Source: an optimization exercise on an open RTL-to-GDS flow (aim: a short achievable clock period and few clock cycles). Production flows keep margins and buffers that such runs may drop. The RTL was checked by simulation tests, not by an equivalence proof against the original design. Power is estimated from default activity; no workload was simulated.

==> flow/design.v <==
module Mux_2_1 #(parameter DATA_WIDTH=8)(
	input [DATA_WIDTH-1:0]	A,
	input [DATA_WIDTH-1:0]	B,
	input sel,
	output [DATA_WIDTH-1:0]	Q
);
	assign Q = sel ? B : A;
endmodule
module Mux_4_1 #(parameter DATA_WIDTH=8)(
	input [DATA_WIDTH-1:0]  A,
	input [DATA_WIDTH-1:0]  B,
	input [DATA_WIDTH-1:0]  C,
	input [DATA_WIDTH-1:0]  D,
	input [1:0]             sel,
	output [DATA_WIDTH-1:0] Q
);
	wire [DATA_WIDTH-1:0] mux0, mux1;
	Mux_2_1  #(.DATA_WIDTH(DATA_WIDTH)) M0 (
		.A(A),
		.B(B),
		.sel(sel[0]),
		.Q(mux0)
	);
	Mux_2_1  #(.DATA_WIDTH(DATA_WIDTH)) M1 (
		.A(C),
		.B(D),
		.sel(sel[0]),
		.Q(mux1)
	);
	Mux_2_1  #(.DATA_WIDTH(DATA_WIDTH)) M2 (
		.A(mux0),
		.B(mux1),
		.sel(sel[1]),
		.Q(Q)
	);
endmodule
module Adder #(parameter DATA_WIDTH = 32) (
	input[DATA_WIDTH-1:0]   a,
	input[DATA_WIDTH-1:0]   b,
	output [DATA_WIDTH-1:0] f
);
    assign f = a + b;
endmodule
module Reg_Param  #(parameter DATA_WIDTH=8)(
	input                       rst,
	input                       clk,
	input                       en,
	input [DATA_WIDTH-1:0]      D,
	output reg [DATA_WIDTH-1:0] Q
);
    always @(posedge clk, negedge rst) begin 
        if (~rst) 
            Q <= 'h0;
        else if (en)
            Q <= D;
		end
endmodule
module Reg_PC  #(parameter DATA_WIDTH=8)(
	input                       rst,
	input                       clk,
	input                       en,
	input [DATA_WIDTH-1:0]      D,
	output reg [DATA_WIDTH-1:0] Q
);
    always @(posedge clk, negedge rst) begin 
        if (~rst) 
            Q <= 32'h400000;
        else if (en)
            Q <= D;
		end
endmodule
module Reg_SP_Param  #(parameter DATA_WIDTH=8)(
	input                       rst,
	input                       clk,
	input                       en,
	input [DATA_WIDTH-1:0]      D,
	output reg [DATA_WIDTH-1:0] Q
);
    always @(posedge clk, negedge rst) begin 
        if (~rst) 
            Q <= 32'h7fffeffc;
        else if (en)
            Q <= D;
		end
endmodule
module Reg_GP_Param  #(parameter DATA_WIDTH=8)(
	input                       rst,
	input                       clk,
	input                       en,
	input [DATA_WIDTH-1:0]      D,
	output reg [DATA_WIDTH-1:0] Q
);
    always @(posedge clk, negedge rst) begin 
        if (~rst) 
            Q <= 32'h10008000;
        else if (en)
            Q <= D;
		end
endmodule
module Reg_Neg_Param  #(parameter DATA_WIDTH=8)(
	input                       rst,
	input                       clk,
	input                       en,
	input [DATA_WIDTH-1:0]      D,
	output reg [DATA_WIDTH-1:0] Q
);
    always @(negedge clk, negedge rst) begin 
        if (~rst) 
            Q <= 'h0;
        else if (en)
            Q <= D;
		end
endmodule
module PC_Enable (
	input   D_PCEn,
	input   D_PCWrite,
	output  F_PCEn
);
	assign F_PCEn = D_PCEn & D_PCWrite;
endmodule
module PC_Src (
	input   PCWrite,
	input   Branch,
	input   Zero,
    input   XorZero,
	output  PCSrc
);
	assign PCSrc = PCWrite | (Branch & (XorZero ^ Zero));
endmodule
module Sign_Ext #(parameter IN_WIDTH = 16, parameter OUT_WIDTH = 32) (
	input [IN_WIDTH-1:0]    In,
	output [OUT_WIDTH-1:0]  Out
);
	assign Out = {{OUT_WIDTH-IN_WIDTH{In[IN_WIDTH-1]}},In};
endmodule
module Sign_Ext_Unit #(parameter IN_WIDTH_1 = 12, parameter IN_WIDTH_2 = 20, parameter OUT_WIDTH = 32) (
	input [IN_WIDTH_1-1:0]	In_12_I,
	input [IN_WIDTH_1-1:0]	In_12_S,
	input [IN_WIDTH_1-1:0]	In_12_B,
	input [IN_WIDTH_2-1:0]	In_20_U,
	input [IN_WIDTH_2-1:0]	In_20_J,
	input [2:0]				sel,
	output [OUT_WIDTH-1:0]	Out
);
    wire[OUT_WIDTH-1:0] In_12;
    wire[OUT_WIDTH-1:0] In_20;
    Mux_4_1 #(.DATA_WIDTH(IN_WIDTH_1)) MUX12 (
        .A(In_12_I),
        .B(In_12_S),
        .C({IN_WIDTH_1{1'b1}}),
        .D(In_12_B),
        .sel(sel[1:0]),
        .Q(In_12)
    );
	Mux_2_1 #(.DATA_WIDTH(IN_WIDTH_2)) MUX20 (
        .A(In_20_U),
        .B(In_20_J),
        .sel(sel[0]),
        .Q(In_20)
    );
    wire[OUT_WIDTH-1:0] In_0;
    wire[OUT_WIDTH-1:0] In_1;
	Sign_Ext #(.IN_WIDTH(IN_WIDTH_1), .OUT_WIDTH(OUT_WIDTH)) SE12 (
		.In(In_12),
		.Out(In_0)
	);
	Sign_Ext #(.IN_WIDTH(IN_WIDTH_2), .OUT_WIDTH(OUT_WIDTH)) SE20 (
		.In(In_20),
		.Out(In_1)
	);
	Mux_2_1 #(.DATA_WIDTH(OUT_WIDTH)) MUX (
        .A(In_0),
        .B(In_1),
        .sel(sel[2]),
        .Q(Out)
    );
endmodule
module Shift_Unit #(parameter DATA_WIDTH = 32) (
	input [DATA_WIDTH-1:0]  In,
    input [1:0]             sel,
	output [DATA_WIDTH-1:0] Out
);
    wire[DATA_WIDTH-1:0] In_0;
    wire[DATA_WIDTH-1:0] In_1;
    wire[DATA_WIDTH-1:0] In_2;
    wire[DATA_WIDTH-1:0] In_C;
    assign In_0 = In << 0;
    assign In_1 = In << 1;
    assign In_2 = In << 2;
    assign In_C = In << 12;
    Mux_4_1 #(.DATA_WIDTH(DATA_WIDTH)) MUX (
        .A(In_0),
        .B(In_1),
        .C(In_2),
        .D(In_C),
        .sel(sel),
        .Q(Out)
    );
endmodule
module ALU(
	input[31:0]			a,
	input[31:0]			b,
	input[4:0]			sel,
	output reg[31:0]	f,
	output reg			z
);
	always @(*)
	begin
		case (sel)
			5'b00000	: f = a + b;											 
			5'b10000	: f = a - b;											 
			5'b00100	: f = a ^ b;											 
			5'b00110		: f = a | b;											 
			5'b00111	: f = a & b;											 
			5'b00001	: f = a << b;											 
			5'b00101	: f = a >> b;											 
			5'b10101	: f = signed'(a) >>> b;									 
			5'b00010	: f = (signed'(a) < signed'(b)) ? 32'h1 : 32'h0;		 
			5'b00011	: f = (unsigned'(a) < unsigned'(b)) ? 32'h1 : 32'h0;	 
			5'b01000	: f = a * b;											 
			default		: f = 32'h0;
		endcase
		if (f == 0)
			z = 1'b1;
		else
			z = 1'b0;
	end
endmodule
module Control_Unit(
	input           clk,
	input           rst,
	input[6:0]      Opcode,
	input[6:0]      Funct7,
	input[2:0]      Funct3,
	output reg[1:0] ALUSrcA,
	output reg[1:0] ALUSrcB,
	output reg[1:0] ShiftAmnt,
	output reg[2:0] SignExt,
	output reg      PCEn, 
	output reg      MemWrite, 
	output reg      MemRead,
	output reg      RegWrite,
	output reg      Jump,
	output reg      Branch,
	output reg      XorZero,
	output reg      MemtoReg,
	output reg		JalrMux,
	output reg[4:0] ALUControl
);
	always @(*) begin
		case(Opcode)
			7'b0110011: begin
				PCEn		= 1'b1;	
				MemWrite	= 1'b0;		
				MemRead		= 1'b0;		
				RegWrite	= 1'b1;			 
				Jump		= 1'b0;		
				Branch		= 1'b0;		
				XorZero		= 1'b0;		
				SignExt		= 3'b000;	
				ShiftAmnt	= 2'b00;	
				JalrMux		= 1'b0;		
				ALUSrcA		= 2'b01;	 
				ALUSrcB		= 2'b00;	 
				MemtoReg	= 1'b0;		
				ALUControl	= {Funct7[5],Funct7[0],Funct3};	 
			end
			7'b0010011: begin
				PCEn		= 1'b1;	
				MemWrite	= 1'b0;		
				MemRead		= 1'b0;		
				RegWrite	= 1'b1;			 
				Jump		= 1'b0;		
				Branch		= 1'b0;		
				XorZero		= 1'b0;		
				SignExt		= 3'b000;	 
				ShiftAmnt	= 2'b00;	
				JalrMux		= 1'b0;		
				ALUSrcA		= 2'b01;	 
				MemtoReg	= 1'b0;		
				case (Funct3)
					3'b001 : begin
						ALUSrcB		= 2'b11;					 
						ALUControl	= {Funct7[5],Funct7[0],Funct3};	 
					end
					3'b101 : begin
						ALUSrcB		= 2'b11;					 
						ALUControl	= {Funct7[5],Funct7[0],Funct3};	 
					end
					default	 : begin
						ALUSrcB		= 2'b10;					 
						ALUControl	= {2'b00,Funct3};				 
					end
				endcase
			end
			7'b0000011: begin
				PCEn		= 1'b1;	
				MemWrite	= 1'b0;		
				MemRead		= 1'b1;			 
				RegWrite	= 1'b1;			 
				Jump		= 1'b0;		
				Branch		= 1'b0;		
				XorZero		= 1'b0;		
				SignExt		= 3'b000;	 
				ShiftAmnt	= 2'b00;	
				JalrMux		= 1'b0;		
				ALUSrcA		= 2'b01;	 
				ALUSrcB		= 2'b10;	 
				MemtoReg	= 1'b1;			 
				ALUControl	= 5'b00000;		 
			end
			7'b0100011: begin
				PCEn		= 1'b1;	
				MemWrite	= 1'b1;			 
				MemRead		= 1'b0;
				RegWrite	= 1'b0;
				Jump		= 1'b0;		
				Branch		= 1'b0;		
				XorZero		= 1'b0;		
				SignExt		= 3'b001;	 
				ShiftAmnt	= 2'b00;	
				JalrMux		= 1'b0;		
				ALUSrcA		= 2'b01;	 
				ALUSrcB		= 2'b10;	 
				MemtoReg	= 1'b0;		
				ALUControl	= 5'b00000;		 
			end
			7'b1100011: begin
				PCEn		= 1'b1;	
				MemWrite	= 1'b0;		
				MemRead		= 1'b0;			
				RegWrite	= 1'b0;			
				Jump		= 1'b0;		
				Branch		= 1'b1;			 
				SignExt		= 3'b011;		 
				ShiftAmnt	= 2'b01;		 
				JalrMux		= 1'b0;		
				ALUSrcA		= 2'b01;	 
				ALUSrcB		= 2'b00;	 
				MemtoReg	= 1'b0;		
				case (Funct3)
					3'b000: begin
						XorZero		= 1'b0;			 
						ALUControl	= 5'b00100;		 
					end
					3'b001: begin
						XorZero		= 1'b1;			 
						ALUControl	= 5'b00100;		 
					end
					3'b100: begin
						XorZero		= 1'b1;			 
						ALUControl	= 5'b00010;		 
					end
					3'b101: begin
						XorZero		= 1'b0;			 
						ALUControl	= 5'b00010;		 
					end
					3'b110: begin
						XorZero		= 1'b1;			 
						ALUControl	= 5'b00011;	 
					end
					3'b111: begin
						XorZero		= 1'b0;			 
						ALUControl	= 5'b00011;	 
					end
					default: begin
						XorZero		= 1'b0;			 
						ALUControl	= 5'b00100;		 
					end
				endcase
			end
			7'b1101111: begin
				PCEn		= 1'b1;	
				MemWrite	= 1'b0;			
				MemRead		= 1'b0;			
				RegWrite	= 1'b1;			 
				Jump		= 1'b1;			 
				Branch		= 1'b0;			
				XorZero		= 1'b0;		
				SignExt		= 3'b101;		 
				ShiftAmnt	= 2'b01;		 
				JalrMux		= 1'b0;		
				ALUSrcA		= 2'b00;	 
				ALUSrcB		= 2'b01;	 
				MemtoReg	= 1'b0;		
				ALUControl	= 5'b00000;		 
			end
			7'b1100111: begin
				PCEn		= 1'b1;	
				MemWrite	= 1'b0;			
				MemRead		= 1'b0;			
				RegWrite	= 1'b1;			 
				Jump		= 1'b1;			 
				Branch		= 1'b0;			
				XorZero		= 1'b0;		
				SignExt		= 3'b000;	 
				ShiftAmnt	= 2'b00;		 
				JalrMux		= 1'b1;			 
				ALUSrcA		= 2'b00;	 
				ALUSrcB		= 2'b01;	 
				MemtoReg	= 1'b0;		
				ALUControl	= 5'b00000;		 
			end
			7'b0110111: begin
				PCEn		= 1'b1;	
				MemWrite	= 1'b0;		
				MemRead		= 1'b0;		
				RegWrite	= 1'b1;			 
				Jump		= 1'b0;		
				Branch		= 1'b0;		
				XorZero		= 1'b0;		
				SignExt		= 3'b100;	 
				ShiftAmnt	= 2'b11;		 
				JalrMux		= 1'b0;		
				ALUSrcA		= 2'b10;	 
				ALUSrcB		= 2'b10;	 
				MemtoReg	= 1'b0;		
				ALUControl	= 5'b00000;		 
			end
			7'b0010111: begin
				PCEn		= 1'b1;	
				MemWrite	= 1'b0;		
				MemRead		= 1'b0;		
				RegWrite	= 1'b1;			 
				Jump		= 1'b0;		
				Branch		= 1'b0;		
				XorZero		= 1'b0;		
				SignExt		= 3'b100;	 
				ShiftAmnt	= 2'b11;		 
				JalrMux		= 1'b0;		
				ALUSrcA		= 2'b00;	 
				ALUSrcB		= 2'b10;	 
				MemtoReg	= 1'b0;		
				ALUControl	= 5'b00000;		 
			end
			7'b0000000: begin
				PCEn		= 1'b0;			 
				MemWrite	= 1'b0;		
				MemRead		= 1'b0;		
				RegWrite	= 1'b0;		
				Jump		= 1'b0;		
				Branch		= 1'b0;		
				XorZero		= 1'b0;		
				SignExt		= 3'b000;	
				ShiftAmnt	= 2'b00;		
				JalrMux		= 1'b0;		
				ALUSrcA		= 2'b01;	
				ALUSrcB		= 2'b00;	
				MemtoReg	= 1'b0;		
				ALUControl	= 5'b00000;	
			end
			default: begin
				PCEn		= 1'b0;			 
				MemWrite	= 1'b0;		
				MemRead		= 1'b0;		
				RegWrite	= 1'b0;		
				Jump		= 1'b0;		
				Branch		= 1'b0;		
				XorZero		= 1'b0;		
				SignExt		= 3'b000;	
				ShiftAmnt	= 2'b00;		
				JalrMux		= 1'b0;		
				ALUSrcA		= 2'b01;	
				ALUSrcB		= 2'b00;	
				MemtoReg	= 1'b0;		
				ALUControl	= 5'b00000;	
			end
		endcase
	end
endmodule
module Reg_File #(parameter ADDRESS_WIDTH = 5, parameter DATA_WIDTH = 32) (
	input                       clk,
	input                       rst,
	input                       we3,
	input [ADDRESS_WIDTH-1:0]   a1,
    input [ADDRESS_WIDTH-1:0]   a2,
    input [ADDRESS_WIDTH-1:0]   a3,
	input [DATA_WIDTH-1:0]      wd3,
	output [DATA_WIDTH-1:0]     rd1,
    output [DATA_WIDTH-1:0]     rd2
);
	wire [DATA_WIDTH-1:0] rdReg [2**ADDRESS_WIDTH-1:0];
	genvar i;
	generate
		for (i = 0; i < 2**ADDRESS_WIDTH; i = i + 1) begin : GENREGS
			if (i == 2)
				Reg_SP_Param  #(.DATA_WIDTH(DATA_WIDTH)) REG_i (
					.rst(rst),
					.clk(clk),
					.en(we3 & (a3 == i)),
					.D(wd3),
					.Q(rdReg[i])
				);
			else if (i == 3)
				Reg_GP_Param  #(.DATA_WIDTH(DATA_WIDTH)) REG_i (
					.rst(rst),
					.clk(clk),
					.en(we3 & (a3 == i)),
					.D(wd3),
					.Q(rdReg[i])
				);
			else
				Reg_Param  #(.DATA_WIDTH(DATA_WIDTH)) REG_i (
					.rst(rst),
					.clk(clk),
					.en(we3 & (a3 == i)),
					.D(wd3),
					.Q(rdReg[i])
				);
		end
	endgenerate
	assign rd1 = (a1 == {ADDRESS_WIDTH{1'b0}}) ? {DATA_WIDTH{1'b0}} : rdReg[a1];
	assign rd2 = (a2 == {ADDRESS_WIDTH{1'b0}}) ? {DATA_WIDTH{1'b0}} : rdReg[a2];
endmodule
module Hazard_Detection_Unit #(parameter DATA_WIDTH=5)(
	input [DATA_WIDTH-1:0]	Rs1,
	input [DATA_WIDTH-1:0]	Rs2,
	input [DATA_WIDTH-1:0]	E_Rd,
	input                   E_MemRead,
    output reg              PCWrite,
    output reg              IDWrite,
	output reg              Stall
);
	always @(*) begin
        if (E_MemRead && E_Rd != {DATA_WIDTH{1'b0}} && (E_Rd == Rs1 || E_Rd == Rs2)) begin
            PCWrite = 1'b0;
            IDWrite = 1'b0;
            Stall   = 1'b1;
        end else begin
            PCWrite = 1'b1;
            IDWrite = 1'b1;
            Stall   = 1'b0;
        end
    end
endmodule
module Forwarding_Unit #(parameter DATA_WIDTH=5)(
	input [DATA_WIDTH-1:0]	Rs1,
	input [DATA_WIDTH-1:0]	Rs2,
	input [DATA_WIDTH-1:0]	M_Rd,
	input [DATA_WIDTH-1:0]	W_Rd,
	input                   M_RegWrite,
	input                   W_RegWrite,
	output reg [1:0]        AForward,
	output reg [1:0]        BForward
);
	always @(*) begin
        if (M_RegWrite && M_Rd != {DATA_WIDTH{1'b0}}) begin
            if (M_Rd == Rs1)    AForward[0] = 1'b1;   else    AForward[0] = 1'b0;
            if (M_Rd == Rs2)    BForward[0] = 1'b1;   else    BForward[0] = 1'b0;
        end else begin
            AForward[0] = 1'b0;
            BForward[0] = 1'b0;
        end
        if (W_RegWrite && W_Rd != {DATA_WIDTH{1'b0}}) begin
            if (W_Rd == Rs1 && !AForward[0])    AForward[1] = 1'b1;  else    AForward[1] = 1'b0;
            if (W_Rd == Rs2 && !BForward[0])    BForward[1] = 1'b1;  else    BForward[1] = 1'b0;
        end else begin
            AForward[1] = 1'b0;
            BForward[1] = 1'b0;
        end
    end
endmodule
module RISC_V_Core #(parameter DATA_WIDTH = 32, parameter ADDR_WIDTH = 32) (
	input wire              clk, 
	input wire              rst,
	input [DATA_WIDTH-1:0]  InstrData,
	input [DATA_WIDTH-1:0]  MemData,
	output wire             MemRead, 
	output wire             MemWrite,
	output [DATA_WIDTH-1:0] WriteData,
	output [DATA_WIDTH-1:0] RWAddress,
	output [DATA_WIDTH-1:0] PC
);
	wire					F_PCEn;
	wire [DATA_WIDTH-1:0]   F_PCp;
	wire [DATA_WIDTH-1:0]   F_PCp4;
	wire					D_PCEn;
	wire					D_PCWrite;
	wire					D_RegEn;
	wire					D_Stall;
	wire					D_MemWrite;
	wire					D_MemWrite_H;
	wire					D_MemRead;
	wire					D_MemRead_H;
	wire                    D_RegWrite;
	wire                    D_RegWrite_H;
	wire                    D_Jump;
	wire                    D_Jump_H;
	wire                    D_Branch;
	wire                    D_Branch_H;
	wire                    D_XorZero;
	wire                    D_XorZero_H;
	wire                    D_MemtoReg;
	wire                    D_MemtoReg_H;
	wire                    D_JalrMux;
	wire                    D_JalrMux_H;
	wire [1:0]              D_ALUSrcA;
	wire [1:0]              D_ALUSrcA_H;
	wire [1:0]              D_ALUSrcB;
	wire [1:0]              D_ALUSrcB_H;
	wire [1:0]              D_ShiftAmnt;
	wire [1:0]              D_ShiftAmnt_H;
	wire [2:0]              D_SignExt;
	wire [2:0]              D_SignExt_H;
	wire [4:0]              D_ALUControl;
	wire [4:0]              D_ALUControl_H;
	wire [DATA_WIDTH-1:0]   D_PC;
	wire [DATA_WIDTH-1:0]   D_InstrData;
	wire [DATA_WIDTH-1:0]   D_RD1;
	wire [DATA_WIDTH-1:0]   D_RD2;
	wire					E_MemWrite;
	wire					E_MemWrite_H;
	wire					E_MemRead;
	wire					E_MemRead_H;
	wire					E_RegWrite;
	wire					E_RegWrite_H;
	wire                    E_Jump;
	wire                    E_Jump_H;
	wire                    E_Branch;
	wire                    E_Branch_H;
	wire                    E_XorZero;
	wire                    E_XorZero_H;
	wire                    E_MemtoReg;
	wire                    E_MemtoReg_H;
	wire                    E_JalrMux;
	wire                    E_Zero;
	wire [1:0]              E_AForward;
	wire [1:0]              E_BForward;
	wire [1:0]              E_ALUSrcA;
	wire [1:0]              E_ALUSrcB;
	wire [1:0]              E_ShiftAmnt;
	wire [2:0]              E_SignExt;
	wire [4:0]              E_ALUControl;
	wire [DATA_WIDTH-1:0]   E_PC;
	wire [DATA_WIDTH-1:0]   E_InstrData;
	wire [DATA_WIDTH-1:0]   E_RD1;
	wire [DATA_WIDTH-1:0]   E_RD2;
	wire [DATA_WIDTH-1:0]   E_SignImm;
	wire [DATA_WIDTH-1:0]   E_ShiftImm;
	wire [DATA_WIDTH-1:0]   E_PCj;
	wire [DATA_WIDTH-1:0]   E_PCbra;
	wire [DATA_WIDTH-1:0]   E_RegA;
	wire [DATA_WIDTH-1:0]   E_RegB;
	wire [DATA_WIDTH-1:0]   E_SrcA;
	wire [DATA_WIDTH-1:0]   E_SrcB;
	wire [DATA_WIDTH-1:0]   E_ALUOut;
	wire					M_RegWrite;
	wire                    M_Jump;
	wire                    M_Branch;
	wire                    M_XorZero;
	wire                    M_MemtoReg;
	wire                    M_Zero;
	wire                    M_PCSrc;
	wire [DATA_WIDTH-1:0]   M_InstrData;
	wire [DATA_WIDTH-1:0]   M_PCbra;
	wire					W_RegWrite;
	wire                    W_MemtoReg;
	wire [DATA_WIDTH-1:0]	W_MemData;
	wire [DATA_WIDTH-1:0]   W_ALUOut;
	wire [DATA_WIDTH-1:0]   W_InstrData;
	wire [DATA_WIDTH-1:0]   W_WD3;
	Reg_PC #(.DATA_WIDTH(DATA_WIDTH)) PCREG (
		.rst(rst),
		.clk(clk),
		.en(F_PCEn | M_PCSrc),
		.D(F_PCp),
		.Q(PC)
	);
	PC_Enable PCEN(
		.D_PCEn(D_PCEn),
		.D_PCWrite(D_PCWrite),
		.F_PCEn(F_PCEn)
	);
	Adder #(.DATA_WIDTH(DATA_WIDTH)) PCP4 (
		.a(PC),
		.b(32'h4),
		.f(F_PCp4)
	);
	Mux_2_1 #(.DATA_WIDTH(DATA_WIDTH)) PCOUTMUX (
		.A(F_PCp4),
		.B(M_PCbra),
		.sel(M_PCSrc),
		.Q(F_PCp)
	);
	Reg_Neg_Param #(.DATA_WIDTH(DATA_WIDTH)) F_D_PC(
		.rst(rst),
		.clk(clk),
		.en(D_RegEn | M_PCSrc),
		.D(PC),
		.Q(D_PC)
	);
	Reg_Neg_Param #(.DATA_WIDTH(DATA_WIDTH)) F_D_INSTRDATA(
		.rst(rst),
		.clk(clk),
		.en(D_RegEn | M_PCSrc),
		.D(InstrData),
		.Q(D_InstrData)
	);
	Control_Unit CU(
        .clk(clk),
        .rst(rst),
        .Opcode(D_InstrData[6:0]),
        .Funct7(D_InstrData[31:25]),
        .Funct3(D_InstrData[14:12]),
        .ALUSrcA(D_ALUSrcA),
        .ALUSrcB(D_ALUSrcB),
        .ShiftAmnt(D_ShiftAmnt),
        .SignExt(D_SignExt),
        .PCEn(D_PCEn),
        .MemWrite(D_MemWrite), 
        .MemRead(D_MemRead),
        .RegWrite(D_RegWrite),
        .Jump(D_Jump),
        .Branch(D_Branch),
        .XorZero(D_XorZero),
        .MemtoReg(D_MemtoReg),
        .JalrMux(D_JalrMux),
        .ALUControl(D_ALUControl)
    );
	Reg_File #(.ADDRESS_WIDTH(5), .DATA_WIDTH(DATA_WIDTH)) REGFILE (
		.clk(clk),
		.rst(rst),
		.we3(W_RegWrite),
		.a1(D_InstrData[19:15]),
		.a2(D_InstrData[24:20]),
		.a3(W_InstrData[11:7]),
		.wd3(W_WD3),
		.rd1(D_RD1),
		.rd2(D_RD2)
	);
	Hazard_Detection_Unit #(.DATA_WIDTH(5)) HDU (
		.Rs1(D_InstrData[19:15]),
		.Rs2(D_InstrData[24:20]),
		.E_Rd(E_InstrData[11:7]),
		.E_MemRead(E_MemRead),
		.PCWrite(D_PCWrite),
		.IDWrite(D_RegEn),
		.Stall(D_Stall)
	);
	Mux_2_1 #(.DATA_WIDTH(2)) STALL_ALUSRCA (
		.A(D_ALUSrcA),
		.B(2'b00),
		.sel(D_Stall | M_PCSrc),
		.Q(D_ALUSrcA_H)
	);
	Mux_2_1 #(.DATA_WIDTH(2)) STALL_ALUSRCB (
		.A(D_ALUSrcB),
		.B(2'b00),
		.sel(D_Stall | M_PCSrc),
		.Q(D_ALUSrcB_H)
	);
	Mux_2_1 #(.DATA_WIDTH(2)) STALL_SHIFTAMNT (
		.A(D_ShiftAmnt),
		.B(2'b00),
		.sel(D_Stall | M_PCSrc),
		.Q(D_ShiftAmnt_H)
	);
	Mux_2_1 #(.DATA_WIDTH(3)) STALL_SIGNEXT (
		.A(D_SignExt),
		.B(3'b000),
		.sel(D_Stall | M_PCSrc),
		.Q(D_SignExt_H)
	);
	Mux_2_1 #(.DATA_WIDTH(1)) STALL_MEMWRITE (
		.A(D_MemWrite),
		.B(1'b0),
		.sel(D_Stall | M_PCSrc),
		.Q(D_MemWrite_H)
	);
	Mux_2_1 #(.DATA_WIDTH(1)) STALL_MEMREAD (
		.A(D_MemRead),
		.B(1'b0),
		.sel(D_Stall | M_PCSrc),
		.Q(D_MemRead_H)
	);
	Mux_2_1 #(.DATA_WIDTH(1)) STALL_REGWRITE (
		.A(D_RegWrite),
		.B(1'b0),
		.sel(D_Stall | M_PCSrc),
		.Q(D_RegWrite_H)
	);
	Mux_2_1 #(.DATA_WIDTH(1)) STALL_JUMP (
		.A(D_Jump),
		.B(1'b0),
		.sel(D_Stall | M_PCSrc),
		.Q(D_Jump_H)
	);
	Mux_2_1 #(.DATA_WIDTH(1)) STALL_BRANCH (
		.A(D_Branch),
		.B(1'b0),
		.sel(D_Stall | M_PCSrc),
		.Q(D_Branch_H)
	);
	Mux_2_1 #(.DATA_WIDTH(1)) STALL_XORZERO (
		.A(D_XorZero),
		.B(1'b0),
		.sel(D_Stall | M_PCSrc),
		.Q(D_XorZero_H)
	);
	Mux_2_1 #(.DATA_WIDTH(1)) STALL_MEMTOREG (
		.A(D_MemtoReg),
		.B(1'b0),
		.sel(D_Stall | M_PCSrc),
		.Q(D_MemtoReg_H)
	);
	Mux_2_1 #(.DATA_WIDTH(1)) STALL_JALRMUX (
		.A(D_JalrMux),
		.B(1'b0),
		.sel(D_Stall | M_PCSrc),
		.Q(D_JalrMux_H)
	);
	Mux_2_1 #(.DATA_WIDTH(5)) STALL_ALUCONTROL (
		.A(D_ALUControl),
		.B(5'b00000),
		.sel(D_Stall | M_PCSrc),
		.Q(D_ALUControl_H)
	);
	Reg_Neg_Param #(.DATA_WIDTH(DATA_WIDTH)) D_E_PC(
		.rst(rst),
		.clk(clk),
		.en(1'b1),
		.D(D_PC),
		.Q(E_PC)
	);
	Reg_Neg_Param #(.DATA_WIDTH(DATA_WIDTH)) D_E_RD1(
		.rst(rst),
		.clk(clk),
		.en(1'b1),
		.D(D_RD1),
		.Q(E_RD1)
	);
	Reg_Neg_Param #(.DATA_WIDTH(DATA_WIDTH)) D_E_RD2(
		.rst(rst),
		.clk(clk),
		.en(1'b1),
		.D(D_RD2),
		.Q(E_RD2)
	);
	Reg_Neg_Param #(.DATA_WIDTH(DATA_WIDTH)) D_E_INSTRDATA(
		.rst(rst),
		.clk(clk),
		.en(1'b1),
		.D(D_InstrData),
		.Q(E_InstrData)
	);
	Reg_Neg_Param #(.DATA_WIDTH(2)) D_E_ALUSRCA(
		.rst(rst),
		.clk(clk),
		.en(1'b1),
		.D(D_ALUSrcA_H),
		.Q(E_ALUSrcA)
	);
	Reg_Neg_Param #(.DATA_WIDTH(2)) D_E_ALUSRCB(
		.rst(rst),
		.clk(clk),
		.en(1'b1),
		.D(D_ALUSrcB_H),
		.Q(E_ALUSrcB)
	);
	Reg_Neg_Param #(.DATA_WIDTH(2)) D_E_SHIFTAMNT(
		.rst(rst),
		.clk(clk),
		.en(1'b1),
		.D(D_ShiftAmnt_H),
		.Q(E_ShiftAmnt)
	);
	Reg_Neg_Param #(.DATA_WIDTH(3)) D_E_SIGNEXT(
		.rst(rst),
		.clk(clk),
		.en(1'b1),
		.D(D_SignExt_H),
		.Q(E_SignExt)
	);
	Reg_Neg_Param #(.DATA_WIDTH(1)) D_E_MEMWRITE(
		.rst(rst),
		.clk(clk),
		.en(1'b1),
		.D(D_MemWrite_H),
		.Q(E_MemWrite)
	);
	Reg_Neg_Param #(.DATA_WIDTH(1)) D_E_MEMREAD(
		.rst(rst),
		.clk(clk),
		.en(1'b1),
		.D(D_MemRead_H),
		.Q(E_MemRead)
	);
	Reg_Neg_Param #(.DATA_WIDTH(1)) D_E_REGWRITE(
		.rst(rst),
		.clk(clk),
		.en(1'b1),
		.D(D_RegWrite_H),
		.Q(E_RegWrite)
	);
	Reg_Neg_Param #(.DATA_WIDTH(1)) D_E_JUMP(
		.rst(rst),
		.clk(clk),
		.en(1'b1),
		.D(D_Jump_H),
		.Q(E_Jump)
	);
	Reg_Neg_Param #(.DATA_WIDTH(1)) D_E_BRANCH(
		.rst(rst),
		.clk(clk),
		.en(1'b1),
		.D(D_Branch_H),
		.Q(E_Branch)
	);
	Reg_Neg_Param #(.DATA_WIDTH(1)) D_E_XORZERO(
		.rst(rst),
		.clk(clk),
		.en(1'b1),
		.D(D_XorZero_H),
		.Q(E_XorZero)
	);
	Reg_Neg_Param #(.DATA_WIDTH(1)) D_E_MEMTOREG(
		.rst(rst),
		.clk(clk),
		.en(1'b1),
		.D(D_MemtoReg_H),
		.Q(E_MemtoReg)
	);
	Reg_Neg_Param #(.DATA_WIDTH(1)) D_E_JALRMUX(
		.rst(rst),
		.clk(clk),
		.en(1'b1),
		.D(D_JalrMux_H),
		.Q(E_JalrMux)
	);
	Reg_Neg_Param #(.DATA_WIDTH(5)) D_E_ALUCONTROL(
		.rst(rst),
		.clk(clk),
		.en(1'b1),
		.D(D_ALUControl_H),
		.Q(E_ALUControl)
	);
    Sign_Ext_Unit #(.IN_WIDTH_1(12), .IN_WIDTH_2(20), .OUT_WIDTH(DATA_WIDTH)) SEU (
        .In_12_I(E_InstrData[31:20]),
        .In_12_S({E_InstrData[31:25],E_InstrData[11:7]}),
        .In_12_B({E_InstrData[31],E_InstrData[7],E_InstrData[30:25],E_InstrData[11:8]}),
        .In_20_U(E_InstrData[31:12]),
        .In_20_J({E_InstrData[31],E_InstrData[19:12],E_InstrData[20],E_InstrData[30:21]}),
        .sel(E_SignExt),
        .Out(E_SignImm)
    );
    Shift_Unit #(.DATA_WIDTH(DATA_WIDTH)) SU (
        .In(E_SignImm),
        .sel(E_ShiftAmnt),
        .Out(E_ShiftImm)
    );
	Forwarding_Unit #(.DATA_WIDTH(5)) FU (
		.Rs1(E_InstrData[19:15]),
		.Rs2(E_InstrData[24:20]),
		.M_Rd(M_InstrData[11:7]),
		.W_Rd(W_InstrData[11:7]),
		.M_RegWrite(M_RegWrite),
		.W_RegWrite(W_RegWrite),
		.AForward(E_AForward),
		.BForward(E_BForward)
	);
	Mux_2_1 #(.DATA_WIDTH(DATA_WIDTH)) JALRMUX (
		.A(E_PC),
		.B(E_RegA),
		.sel(E_JalrMux),
		.Q(E_PCj)
	);
	Adder #(.DATA_WIDTH(DATA_WIDTH)) PCBJ (
		.a(E_PCj),
		.b(E_ShiftImm),
		.f(E_PCbra)
	);
	Mux_4_1 #(.DATA_WIDTH(DATA_WIDTH)) AFW (
		.A(E_RD1),
		.B(RWAddress),
		.C(W_WD3),
		.D(32'h0),
		.sel(E_AForward),
		.Q(E_RegA)
	);
	Mux_4_1 #(.DATA_WIDTH(DATA_WIDTH)) BFW (
		.A(E_RD2),
		.B(RWAddress),
		.C(W_WD3),
		.D(32'h0),
		.sel(E_BForward),
		.Q(E_RegB)
	);
	Mux_4_1 #(.DATA_WIDTH(DATA_WIDTH)) AMUX (
		.A(E_PC),
		.B(E_RegA),
		.C(32'h0),
		.D(32'h0),
		.sel(E_ALUSrcA),
		.Q(E_SrcA)
	);
	Mux_4_1 #(.DATA_WIDTH(DATA_WIDTH)) BMUX (
		.A(E_RegB),
		.B(32'h4),
		.C(E_ShiftImm),
		.D({27'h0,E_ShiftImm[4:0]}),
		.sel(E_ALUSrcB),
		.Q(E_SrcB)
	);
	ALU ALURISCV(
		.a(E_SrcA),
		.b(E_SrcB),
		.sel(E_ALUControl),
		.f(E_ALUOut),
		.z(E_Zero)
	);
	Mux_2_1 #(.DATA_WIDTH(1)) NOP_MEMWRITE (
		.A(E_MemWrite),
		.B(1'b0),
		.sel(M_PCSrc),
		.Q(E_MemWrite_H)
	);
	Mux_2_1 #(.DATA_WIDTH(1)) NOP_MEMREAD (
		.A(E_MemRead),
		.B(1'b0),
		.sel(M_PCSrc),
		.Q(E_MemRead_H)
	);
	Mux_2_1 #(.DATA_WIDTH(1)) NOP_REGWRITE (
		.A(E_RegWrite),
		.B(1'b0),
		.sel(M_PCSrc),
		.Q(E_RegWrite_H)
	);
	Mux_2_1 #(.DATA_WIDTH(1)) NOP_JUMP (
		.A(E_Jump),
		.B(1'b0),
		.sel(M_PCSrc),
		.Q(E_Jump_H)
	);
	Mux_2_1 #(.DATA_WIDTH(1)) NOP_BRANCH (
		.A(E_Branch),
		.B(1'b0),
		.sel(M_PCSrc),
		.Q(E_Branch_H)
	);
	Mux_2_1 #(.DATA_WIDTH(1)) NOP_XORZERO (
		.A(E_XorZero),
		.B(1'b0),
		.sel(M_PCSrc),
		.Q(E_XorZero_H)
	);
	Mux_2_1 #(.DATA_WIDTH(1)) NOP_MEMTOREG (
		.A(E_MemtoReg),
		.B(1'b0),
		.sel(M_PCSrc),
		.Q(E_MemtoReg_H)
	);
	Reg_Neg_Param #(.DATA_WIDTH(DATA_WIDTH)) E_M_PCBRA(
		.rst(rst),
		.clk(clk),
		.en(1'b1),
		.D(E_PCbra),
		.Q(M_PCbra)
	);
	Reg_Neg_Param #(.DATA_WIDTH(DATA_WIDTH)) E_M_ALUOUT(
		.rst(rst),
		.clk(clk),
		.en(1'b1),
		.D(E_ALUOut),
		.Q(RWAddress)
	);
	Reg_Neg_Param #(.DATA_WIDTH(1)) E_M_ZERO(
		.rst(rst),
		.clk(clk),
		.en(1'b1),
		.D(E_Zero),
		.Q(M_Zero)
	);
	Reg_Neg_Param #(.DATA_WIDTH(DATA_WIDTH)) E_M_RD2(
		.rst(rst),
		.clk(clk),
		.en(1'b1),
		.D(E_RegB),
		.Q(WriteData)
	);
	Reg_Neg_Param #(.DATA_WIDTH(DATA_WIDTH)) E_M_INSTRDATA(
		.rst(rst),
		.clk(clk),
		.en(1'b1),
		.D(E_InstrData),
		.Q(M_InstrData)
	);
	Reg_Neg_Param #(.DATA_WIDTH(1)) E_M_MEMWRITE(
		.rst(rst),
		.clk(clk),
		.en(1'b1),
		.D(E_MemWrite_H),
		.Q(MemWrite)
	);
	Reg_Neg_Param #(.DATA_WIDTH(1)) E_M_MEMREAD(
		.rst(rst),
		.clk(clk),
		.en(1'b1),
		.D(E_MemRead_H),
		.Q(MemRead)
	);
	Reg_Neg_Param #(.DATA_WIDTH(1)) E_M_REGWRITE(
		.rst(rst),
		.clk(clk),
		.en(1'b1),
		.D(E_RegWrite_H),
		.Q(M_RegWrite)
	);
	Reg_Neg_Param #(.DATA_WIDTH(1)) E_M_JUMP(
		.rst(rst),
		.clk(clk),
		.en(1'b1),
		.D(E_Jump_H),
		.Q(M_Jump)
	);
	Reg_Neg_Param #(.DATA_WIDTH(1)) E_M_BRANCH(
		.rst(rst),
		.clk(clk),
		.en(1'b1),
		.D(E_Branch_H),
		.Q(M_Branch)
	);
	Reg_Neg_Param #(.DATA_WIDTH(1)) E_M_XORZERO(
		.rst(rst),
		.clk(clk),
		.en(1'b1),
		.D(E_XorZero_H),
		.Q(M_XorZero)
	);
	Reg_Neg_Param #(.DATA_WIDTH(1)) E_M_MEMTOREG(
		.rst(rst),
		.clk(clk),
		.en(1'b1),
		.D(E_MemtoReg_H),
		.Q(M_MemtoReg)
	);
	PC_Src PCSRC(
		.PCWrite(M_Jump),
		.Branch(M_Branch),
		.Zero(M_Zero),
		.XorZero(M_XorZero),
		.PCSrc(M_PCSrc)
	);
	Reg_Neg_Param #(.DATA_WIDTH(DATA_WIDTH)) M_W_MEMDATA(
		.rst(rst),
		.clk(clk),
		.en(1'b1),
		.D(MemData),
		.Q(W_MemData)
	);
	Reg_Neg_Param #(.DATA_WIDTH(DATA_WIDTH)) M_W_RWADDRESS(
		.rst(rst),
		.clk(clk),
		.en(1'b1),
		.D(RWAddress),
		.Q(W_ALUOut)
	);
	Reg_Neg_Param #(.DATA_WIDTH(DATA_WIDTH)) M_W_INSTRDATA(
		.rst(rst),
		.clk(clk),
		.en(1'b1),
		.D(M_InstrData),
		.Q(W_InstrData)
	);
	Reg_Neg_Param #(.DATA_WIDTH(1)) M_W_REGWRITE(
		.rst(rst),
		.clk(clk),
		.en(1'b1),
		.D(M_RegWrite),
		.Q(W_RegWrite)
	);
	Reg_Neg_Param #(.DATA_WIDTH(1)) M_W_MEMTOREG(
		.rst(rst),
		.clk(clk),
		.en(1'b1),
		.D(M_MemtoReg),
		.Q(W_MemtoReg)
	);
	Mux_2_1 #(.DATA_WIDTH(32)) WD3MUX (
		.A(W_ALUOut),
		.B(W_MemData),
		.sel(W_MemtoReg),
		.Q(W_WD3)
	);
endmodule
==> flow/run.sh <==
#!/bin/bash
# synth_recipe.tcl (not shown) runs the flow's synth.tcl, then flattens the netlist and writes it again
# the make line also repeats each setting of config.mk as NAME=value (left out here)
make -C /OpenROAD-flow-scripts/flow DESIGN_CONFIG=/design/flow/config.mk WORK_HOME=/design/flow/orfs CLKGATE_MAP_FILE= SYNTH_SCRIPT=/design/flow/synth_recipe.tcl finish
==> flow/config.mk <==
export PLATFORM = sky130hd
export DESIGN_NAME = RISC_V_Core
export DESIGN_NICKNAME = RISC_V_Core
export VERILOG_FILES = /design/flow/design.v
export SDC_FILE = /design/flow/constraint.sdc
export NUM_CORES = 4
export LEC_CHECK = 0
export CAP_MARGIN = 20
export CORE_MARGIN = 2
export CORE_UTILIZATION = 40
export SLEW_MARGIN = 20
==> flow/constraint.sdc <==
create_clock -name core_clock -period 12.5 [get_ports {clk}]
set_input_delay 2.5000 -clock core_clock [delete_from_list [all_inputs] [get_ports {clk}]]
set_output_delay 2.5000 -clock core_clock [all_outputs]
set_load 0.01 [all_outputs]
Fig. 1: signal wires on met1
Scale: 1 px per um. Cells faint in the background.
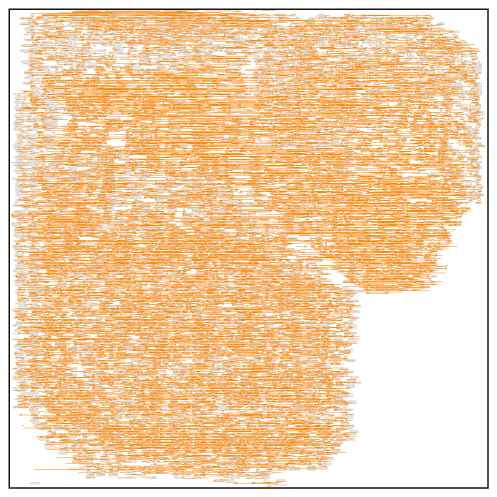
nets with wire on the layer: 9830
wire length on this layer: 176 mm
main direction: horizontal
share of all routed wire: 37%
longest straight run: 151 um
met1 Track Usage GR: 52.5%
via count: 88200
total wire length after detailed routing: 477000 um

Fig. 2: signal wires on met2
Scale: 1 px per um. Cells faint in the background.
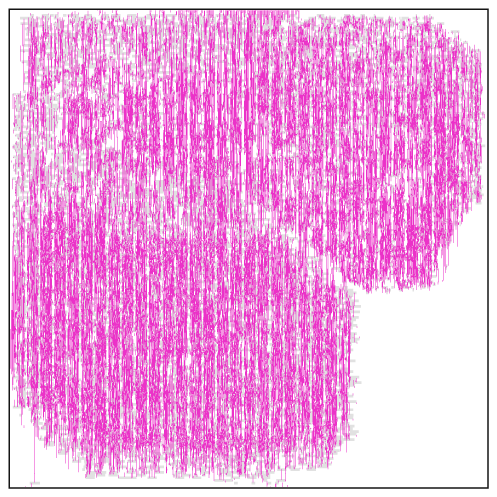
nets with wire on the layer: 8538
share of all routed wire: 40%
Global Route met2 Usage: 56.9%

==> impl_metrics.toml <==
[status]
status = "no timing/DRC/antenna violations"

[synth]
synth.cells.most_frequent = "nor2_1, dfrtp_1, nand2_1"
synth_fa_ha_area_share_pct = 12.7
syn_nets = 10600
synth-main-ff-cell = "dfrtp_1"
syn_area_um2 = 89600
synth_area_in_compound_gates_pct = 22.5
yosys_register_bits = 1408
synthMostInstantiatedCell = "nor2_1"

[cts]
holdBufCountCts = 0
tritoncts = "built"
tritoncts.num_buffers = 144
clock_insertion_delay_worst_skew_ns = 0.86
clk_transition_reported_paths_ns = 0.07

[critical_path]
peak_fanout_along_the_critical_path = 15
r2r_start = "M_W_INSTRDATA.Q[8]"
worst_r2r_endpoint = "E_M_ZERO.Q"
critPathCaptureType = "flop"

[die]
ios = 164
placeableCoreArea_um2 = 223000
tapcell.inserted = 2975

[timing]
setup_violations = 0
finalSetupTns_ns = 0
final_hold_viol_count = 0

[layout]
final-clk-cell-share_pct = 5.10
drive_above_1_share_pct = 10.1
num-nonclk-buffers = 528
dominant-cell-class = "multi-input gates"
antennaDiodeCount = 33
layout.buffer.nonclock.area_share_pct = 4.55
count_of_nets_after_finishing = 10500

[detailed_routing]
route.met2.wl_um = 192000
drt_iter0_markers = 15500
drc = 0
vias_per_cell = 6.85
detail_route.wirelength.met1_um = 176000

[placement]
placed_cells_incl_taps = 12600
place_worst_setup_slack_ns = 1.35

[pwr]
power.share.sequential_pct = 40.1
static-leakage-power_uw = 0.0436
cellPowerDensity_nw_per_um2 = 137
power.combinational.total_uw = 3520
power_sequential_uw = 5560
Testbench counts, summed over its fixed seeds: cycles 65,193.
Fig. 3: M3 wires
Scale: 1.5 px per um.
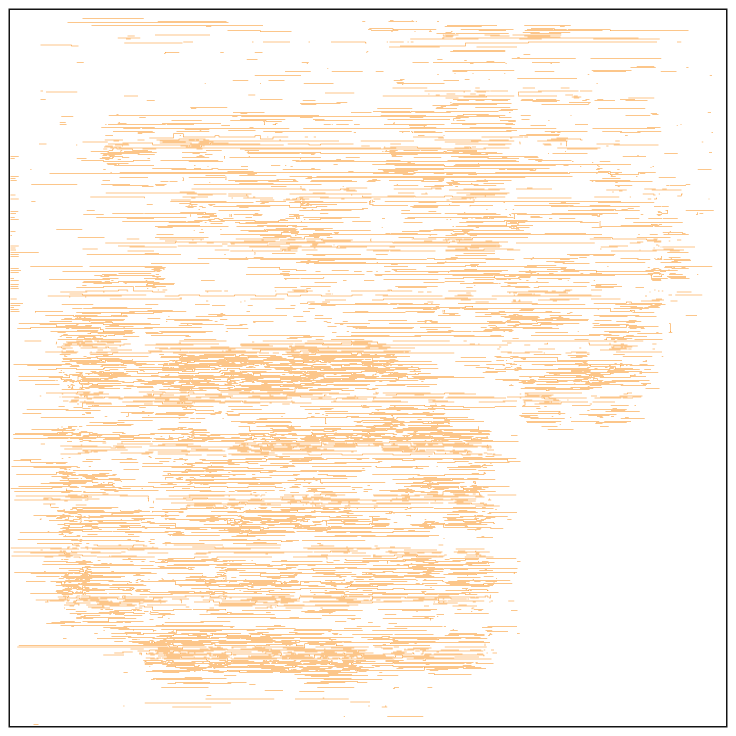
wire length on this layer: 65.5 mm
main direction: horizontal
share of all routed wire: 14%
nets with wire on the layer: 1496
longest straight run: 185 um
routing usage on met3: 14.5%

